This design comes from an exercise in tuning for small area on the open sky130 flow, not from production work. The RTL was checked by simulation tests, not by an equivalence proof against the original design. No activity file was given, so power comes from the tool's default toggle rates.

Figure 1. Placed cells, one color a class.
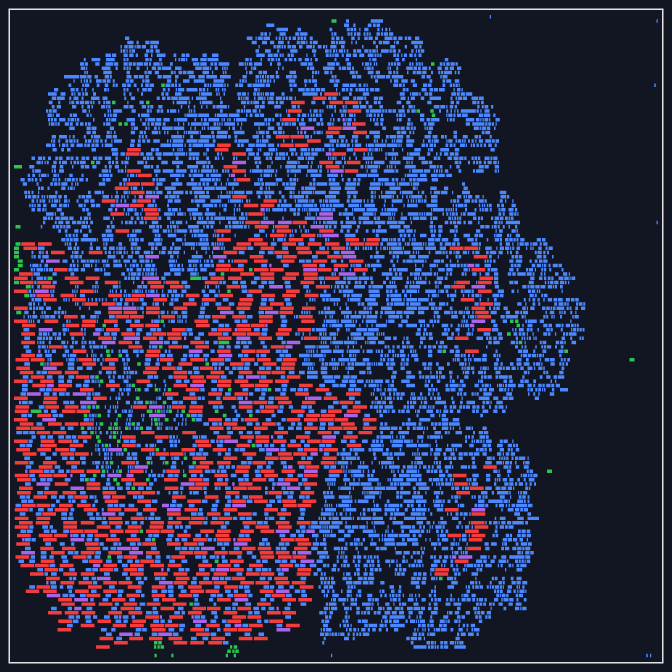
Figure 2. Register map, names as in the netlist.
Other sequential cells in the stronger gray, the rest of the logic in the fainter gray.
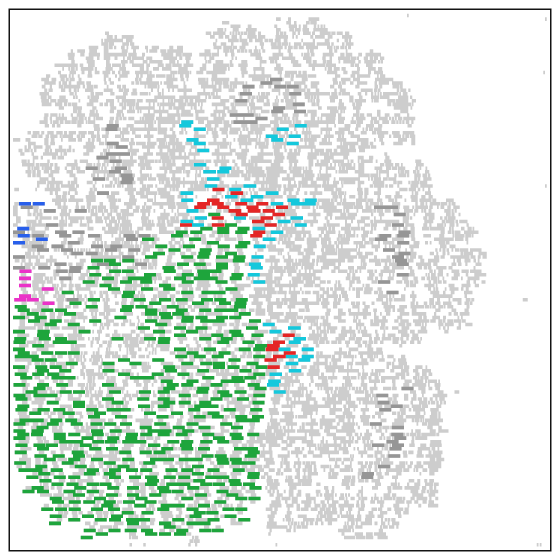
Figure 3. Path with the least slack.
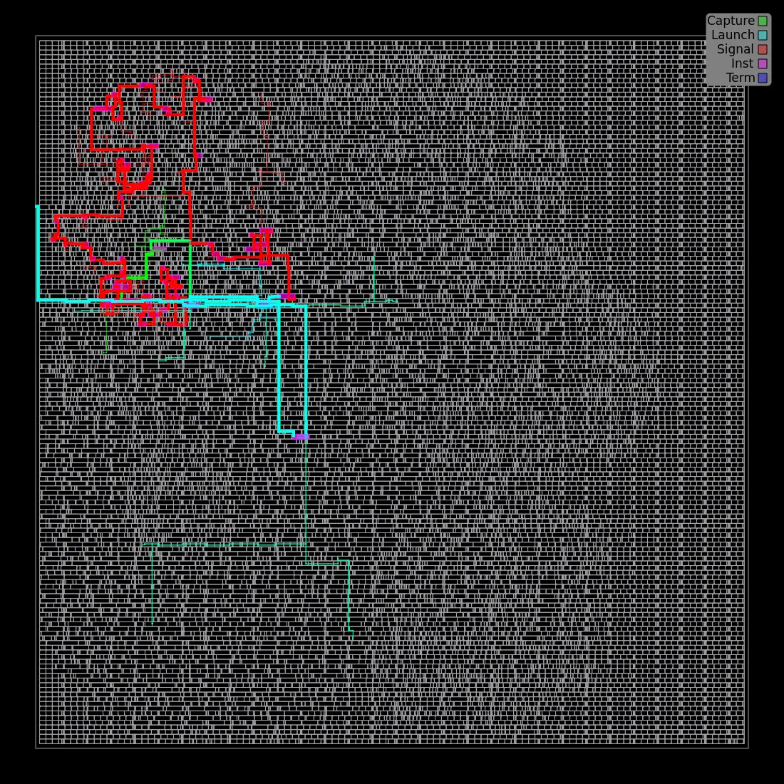
## design/flow/config.mk

```make
export PLATFORM = sky130hd
export DESIGN_NAME = usb_cdc_interface
export DESIGN_NICKNAME = usb_cdc_interface
export VERILOG_FILES = /design/flow/design.v
export SDC_FILE = /design/flow/constraint.sdc
export NUM_CORES = 4
export LEC_CHECK = 0
export CAP_MARGIN = 20
export CORE_MARGIN = 2
export CORE_UTILIZATION = 40
export SLEW_MARGIN = 20
```

## design/flow/constraint.sdc

```tcl
create_clock -name core_clock -period 20.0 [get_ports {clk}]
set_input_delay 4.0000 -clock core_clock [delete_from_list [all_inputs] [get_ports {clk}]]
set_output_delay 4.0000 -clock core_clock [all_outputs]
set_load 0.01 [all_outputs]
```

## design/flow/design.v

```verilog
module usb_cdc_interface #(
    parameter PWM_CHANNELS = 4,        
    parameter SPI_MAX_CLK_DIV = 16,    
    parameter I2C_MAX_CLK_DIV = 64     
)(
    input  wire        clk,            
    input  wire        rst_n,          
    input  wire [7:0]  cdc_rx_data,    
    input  wire        cdc_rx_valid,   
    output reg  [7:0]  cdc_tx_data,    
    output reg         cdc_tx_valid,   
    input  wire        cdc_tx_ready,   
    output reg         spi_sclk,       
    output reg         spi_mosi,       
    input  wire        spi_miso,       
    output reg  [3:0]  spi_cs_n,       
    output reg         uart_tx,        
    input  wire        uart_rx,        
    output reg         uart_rts,       
    input  wire        uart_cts,       
    output reg [PWM_CHANNELS-1:0] pwm_out   
);
wire _unused_spi_miso = spi_miso;
wire _unused_uart_rx  = uart_rx;
wire _unused_uart_cts = uart_cts;
localparam FRAME_HEADER = 8'hAA;
localparam CMD_SPI_CFG  = 8'h01;
localparam CMD_SPI_TX   = 8'h02;
localparam CMD_I2C_CFG  = 8'h03;
localparam CMD_I2C_TX   = 8'h04;
localparam CMD_UART_CFG = 8'h05;
localparam CMD_UART_TX  = 8'h06;
localparam CMD_PWM_CFG  = 8'h07;
localparam CMD_STATUS   = 8'h08;
localparam S_IDLE      = 4'd0;   
localparam S_CMD       = 4'd1;   
localparam S_PARA_LEN  = 4'd2;   
localparam S_PARA      = 4'd3;   
localparam S_CHECKSUM  = 4'd4;   
localparam S_EXECUTE   = 4'd5;   
localparam S_RESPONSE  = 4'd6;   
reg [3:0] current_state, next_state;
reg [7:0] cmd_reg;               
reg [7:0] para_len_reg;          
reg [7:0] para_buf [0:63];       
reg [5:0] para_cnt;              
reg [7:0] checksum_reg;          
reg [7:0] response_buf [0:31];   
reg [5:0] response_len;          
reg [5:0] response_cnt;          
reg [3:0] spi_clk_div;           
reg       spi_cpol;              
reg       spi_cpha;              
reg [15:0] i2c_clk_div;          
reg [15:0] i2c_timeout;          
reg [15:0] uart_br_div;          
reg [1:0] uart_data_bits;        
reg       uart_stop_bits;        
reg [1:0] uart_parity;           
reg [15:0] pwm_freq [PWM_CHANNELS-1:0];  
reg [7:0]  pwm_duty [PWM_CHANNELS-1:0];  
reg i2c_sda_out, i2c_scl_out;
reg i2c_sda_en, i2c_scl_en;
integer i;
integer p;
always @(posedge clk or negedge rst_n) begin
    if (!rst_n) current_state <= S_IDLE;
    else current_state <= next_state;
end
always @(*) begin
    case (current_state)
        S_IDLE:      next_state = (cdc_rx_valid && cdc_rx_data == FRAME_HEADER) ? S_CMD : S_IDLE;
        S_CMD:       next_state = cdc_rx_valid ? S_PARA_LEN : S_CMD;
        S_PARA_LEN:  next_state = cdc_rx_valid ? S_PARA : S_PARA_LEN;
        S_PARA:      next_state = (cdc_rx_valid && para_cnt == para_len_reg - 1) ? S_CHECKSUM : S_PARA;
        S_CHECKSUM:  next_state = cdc_rx_valid ? S_EXECUTE : S_CHECKSUM;
        S_EXECUTE:   next_state = S_RESPONSE;
        S_RESPONSE:  next_state = (response_cnt == response_len) ? S_IDLE : S_RESPONSE;
        default:     next_state = S_IDLE;
    endcase
end
always @(posedge clk or negedge rst_n) begin
    if (!rst_n) cmd_reg <= 8'h00;
    else if (current_state == S_CMD && cdc_rx_valid) cmd_reg <= cdc_rx_data;
end
always @(posedge clk or negedge rst_n) begin
    if (!rst_n) para_len_reg <= 8'h00;
    else if (current_state == S_PARA_LEN && cdc_rx_valid) para_len_reg <= cdc_rx_data;
end
always @(posedge clk or negedge rst_n) begin
    if (!rst_n) begin
        para_cnt <= 6'd0;
        checksum_reg <= 8'h00;
        for (p = 0; p < 64; p = p + 1) para_buf[p] <= 8'h00;
    end else if (current_state == S_CMD && cdc_rx_valid) begin
        checksum_reg <= FRAME_HEADER ^ cdc_rx_data;
        para_cnt <= 6'd0;
    end else if (current_state == S_PARA_LEN && cdc_rx_valid) begin
        checksum_reg <= checksum_reg ^ cdc_rx_data;
        para_cnt <= 6'd0;
    end else if (current_state == S_PARA && cdc_rx_valid) begin
        para_buf[para_cnt] <= cdc_rx_data;
        checksum_reg <= checksum_reg ^ cdc_rx_data;
        para_cnt <= para_cnt + 1'b1;
    end else if (current_state == S_EXECUTE) begin
        para_cnt <= 6'd0;
    end
end
always @(posedge clk or negedge rst_n) begin
    if (!rst_n) begin
        spi_clk_div <= 4'd0;
        spi_cpol <= 1'b0;
        spi_cpha <= 1'b0;
        i2c_clk_div <= 16'd0;
        i2c_timeout <= 16'd1000;
        uart_br_div <= 16'd100;
        uart_data_bits <= 2'd0;
        uart_stop_bits <= 1'b0;
        uart_parity <= 2'd0;
        for (i = 0; i < PWM_CHANNELS; i = i + 1) begin
            pwm_freq[i] <= 16'd1000;
            pwm_duty[i] <= 8'd50;
        end
        response_len <= 6'd0;
        for (i = 0; i < 32; i = i + 1) response_buf[i] <= 8'h00;
    end else if (current_state == S_EXECUTE) begin
        if (checksum_reg == para_buf[para_len_reg[5:0]]) begin
            case (cmd_reg)
                CMD_SPI_CFG: begin
                    spi_clk_div <= para_buf[0][7:4];
                    spi_cpol <= para_buf[0][3];
                    spi_cpha <= para_buf[0][2];
                    response_buf[0] <= 8'h00;
                    response_len <= 6'd1;
                end
                CMD_PWM_CFG: begin
                    if (para_buf[0] < PWM_CHANNELS) begin
                        pwm_freq[para_buf[0]] <= {para_buf[1], para_buf[2]};
                        pwm_duty[para_buf[0]] <= para_buf[3];
                        response_buf[0] <= 8'h00;
                    end else begin
                        response_buf[0] <= 8'hFF;
                    end
                    response_len <= 6'd1;
                end
                default: begin
                    response_buf[0] <= 8'hFE;
                    response_len <= 6'd1;
                end
            endcase
        end else begin
            response_buf[0] <= 8'hFD;
            response_len <= 6'd1;
        end
    end
end
always @(posedge clk or negedge rst_n) begin
    if (!rst_n) begin
        cdc_tx_data <= 8'h00;
        cdc_tx_valid <= 1'b0;
        response_cnt <= 6'd0;
    end else if (current_state == S_RESPONSE) begin
        if (cdc_tx_ready) begin
            if (response_cnt < response_len) begin
                cdc_tx_data <= response_buf[response_cnt];
                cdc_tx_valid <= 1'b1;
                response_cnt <= response_cnt + 1'b1;
            end else begin
                cdc_tx_valid <= 1'b0;
                response_cnt <= 6'd0;
            end
        end else begin
            cdc_tx_valid <= 1'b0;
        end
    end else begin
        cdc_tx_valid <= 1'b0;
        response_cnt <= 6'd0;
    end
end
always @(posedge clk or negedge rst_n) begin
    if (!rst_n) begin
        spi_sclk <= 1'b0;
        spi_mosi <= 1'b0;
        spi_cs_n <= 4'hF;
        uart_tx <= 1'b1;
        uart_rts <= 1'b0;
    end else begin
        spi_sclk <= spi_cpol;
        uart_tx <= uart_tx;
        uart_rts <= uart_rts;
    end
end
always @(posedge clk or negedge rst_n) begin
    if (!rst_n) begin
        i2c_sda_out <= 1'b1;
        i2c_scl_out <= 1'b1;
        i2c_sda_en  <= 1'b0;
        i2c_scl_en  <= 1'b0;
    end else begin
        i2c_sda_out <= i2c_sda_out;
        i2c_scl_out <= i2c_scl_out;
        i2c_sda_en  <= 1'b0;
        i2c_scl_en  <= 1'b0;
    end
end
genvar gi;
generate
    for (gi = 0; gi < PWM_CHANNELS; gi = gi + 1) begin : pwm_gen
        reg [15:0] pwm_cnt;
        always @(posedge clk or negedge rst_n) begin
            if (!rst_n) begin
                pwm_cnt <= 16'd0;
                pwm_out[gi] <= 1'b0;
            end else begin
                pwm_cnt <= (pwm_cnt >= pwm_freq[gi]) ? 16'd0 : pwm_cnt + 1'b1;
                pwm_out[gi] <= (pwm_cnt < (pwm_freq[gi] * pwm_duty[gi]) / 100) ? 1'b1 : 1'b0;
            end
        end
    end
endgenerate
endmodule
```

## design/flow/run.sh

```bash
#!/bin/bash
# synth_recipe.tcl (not shown) runs the flow's synth.tcl, then flattens the netlist and writes it again
# the make line also repeats each setting of config.mk as NAME=value (left out here)
make -C /OpenROAD-flow-scripts/flow DESIGN_CONFIG=/design/flow/config.mk WORK_HOME=/design/flow/orfs CLKGATE_MAP_FILE= SYNTH_SCRIPT=/design/flow/synth_recipe.tcl finish
```

==> qor.yml <==
synthesis:
  synth.area.top_cells: "dfrtp_1, fa_1, mux2_2"
  yosys_warnings: 5
  netlist_area_sq_mm: 0.0671
  ys.flop_type: "dfrtp_1"
  ys_seq_area_share_pct: 27.1
  ys_seq_elements: 725
  yosys.area.top_type: "dfrtp_1"
  netlist_instances: 7120
  synth_area_per_cell_sq_um: 9.43
  async_flop_share_pct: 100
  synth_cell_types: 166
  synth_top_area_share_pct: 25.7
timing:
  rsz0062_at_grt: "no"
  finalMaxSlewViolations: 0
  max_slew.worst_pin.slew_ns: 1.29
  holdWs_ns: 0.467
  fin_worst_skew_ns: 0.0706
  fin_crit_sh_pct: 93.0
routing:
  finalWirelength_um: 206000
  drt-initial-drc-count: 4992
  vias: 56372
  viasPerCell: 6.06
  wl_per_cell_um: 22.1
  drc: 0
worst_setup_path:
  end_kind: "flip-flop"
  arrival_ns: 19.15
  r2r-start: "pwm_duty[2][6]"
  rr_worst_depth: 59
  worst_path_most_repeated_cell: "fa_1"
  cp-startpoint: "pwm_duty[2][6]"
  critPathRequiredTime_ns: 20.54
  cp_slowest_cell: "xor2_1"
  r2r_slack_ns: 1.40
  endpoint: "pwm_out[2]"
cells_and_area:
  fillers: 16038
  dominant_cells: "multi-input gates"
  multi_input_gates: 5626
  final_cell_mix: "dfrtp_1, nand2_1, mux2_2"
  nets: 7704
  diodes: 4
  final_common_cell: "dfrtp_1"
  nClkBuffers: 110
  design.seq.count: 725
  multi_input_area_sq_mm: 0.0459
  layout-drive-gt1-share_pct: 16.3
  inverters: 473
  largest_reg_flops: 512
  multi_input_area_share_pct: 63.5
  largest_register: "para_buf"
clocking:
  hold_buffers: 0
  cts_tree: "done"
  numCtsBuffers: 78
  cts_resized: 0
  numClockSinks: 725
  clockRootBuffer: "clkbuf_16"
  path_clk_slew_ns: 0.07
  clk_latency_ns: 0.71
  cts_buffer_depth: 3
power_and_ir_drop:
  pwr_density_cell_mw_per_mm2: 54.5
  p_seq_share_pct: 45.9
  power.share.clock_pct: 37.9
  worst_ir_drop_vdd_v: 0.0000844
  power_frac_comb_pct: 16.3
  powerClk_mw: 1.49
  maxPowerGroup: "registers"
  power_mw: 3.94
  power_leakage_nw: 33.0
  switching_share_pct: 32.3
  power.switching_mw: 1.27
hold_path:
  worstHoldStart: "spi_cpol"
  worst_hold_path.endpoint: "spi_sclk"
  hold_depth: 0
placement:
  dp_slack_ns: 1.61
  place_area_sq_mm: 0.0696
  dpl.cell_count: 9155
run_status:
  status: "no timing/DRC/antenna violations"
floorplan:
  fp.dieH_um: 414
  ios: 36
  tap_cells: 2204
global_route:
  grt_usage_pct: 23.7
  grt_overflow: 0
  grt_start_max_net_pins: 177
  grt_pass1_vias: 54378
flow_run:
  drv_cap: 0
Notes on Figure 1 above:
color	class	cells	share of their area
green	remaining buffers and delay cells	129	1.5%
blue	remaining logic cells	6,099	69%
purple	clock drivers and dummy loads	144	3.8%
red	registers	725	26%
# rows: 150
core area: 0.167 sq mm
Final Instance Area: 0.0723 sq mm

Notes on Figure 2 above:
color	netlist name	sequential cells
green	para_buf	512
red	pwm_duty	32
blue	response_cnt	6
magenta	para_len_reg	8
cyan	pwm_freq	64
not colored	103
Final Util: 43.4%
sequential cell area: 0.0182 sq mm
sequential power: 1.81 mW
Seq area share: 25.1%

Notes on Figure 3 above:
min Tclk post-route: 18.60 ns
setup ws final: 1.40 ns
setup tns final: 0 ns
Final Non-Filler Cells: 9,305

-- critical path, delay by kind of cell (launching register included) --
kind,cells,cell delay [ns]
adder cells (fa/ha/maj),7,3.03
AND/OR/NAND/NOR,9,2.17
multiplexers,2,0.49
buffers and inverters,4,0.43
AO/OA/AOI/OAI,32,9.62
XOR/XNOR,5,2.05
flip-flops,1,0.70
-- Yosys cell counts, types with 124 or more instances --
master,count
a21oi_1,266
o21ai_0,248
fa_1,336
clkbuf_1,218
dfrtp_1,689
nor3_1,124
ha_1,320
nand3_1,191
inv_1,460
xnor2_1,171
mux2_2,581
nor2_1,450
nand2_1,592
and2_1,393
-- routing by layer --
metal | vias up | global-route usage, % | routed length, um
li1 | 25710 | - | -
met1 | 28350 | 32.9 | 91200
met2 | 1919 | 37.1 | 91900
met3 | 391 | 3.90 | 14400
met4 | 2 | 8.48 | 7960
met5 | - | 0 | 13
-- cell families after synthesis --
logic type | Yosys count | synth area share (%)
AND/OR/NAND/NOR | 2235 | 16.8
AO/OA/AOI/OAI | 1760 | 20.2
buffers and inverters | 774 | 4.63
flip-flops | 725 | 27.1
adder cells (fa/ha/maj) | 676 | 16.3
multiplexers | 647 | 10.8
XOR/XNOR | 301 | 4.13
other | 2 | 0.0112

re-timing with driven ports:
The results above use ideal ports. As a check the final layout listed here was re-extracted and re-timed, cells and wires unchanged.
Step 1, drivers: a clkbuf_16 drives clk and a buf_2 each remaining input, both assumed.
Step 2 moves the port delays by t, midway between the first and last clock arrival at a register: inputs arrive t later, outputs are due t later. That takes back most of the time a late clock gives input paths.
a / b / c = ideal ports / drivers / drivers and shift; a / b = the first two.
t, ns: 0.739
setup slack, ns: 1.395 / 1.395 / 1.395
latest minus earliest clock arrival (ns): 0.070 / 0.070
After both steps this run still meets setup and hold. For this run, drivers alone change the setup slack by 0.000 ns; drivers and shift together by 0.000 ns.
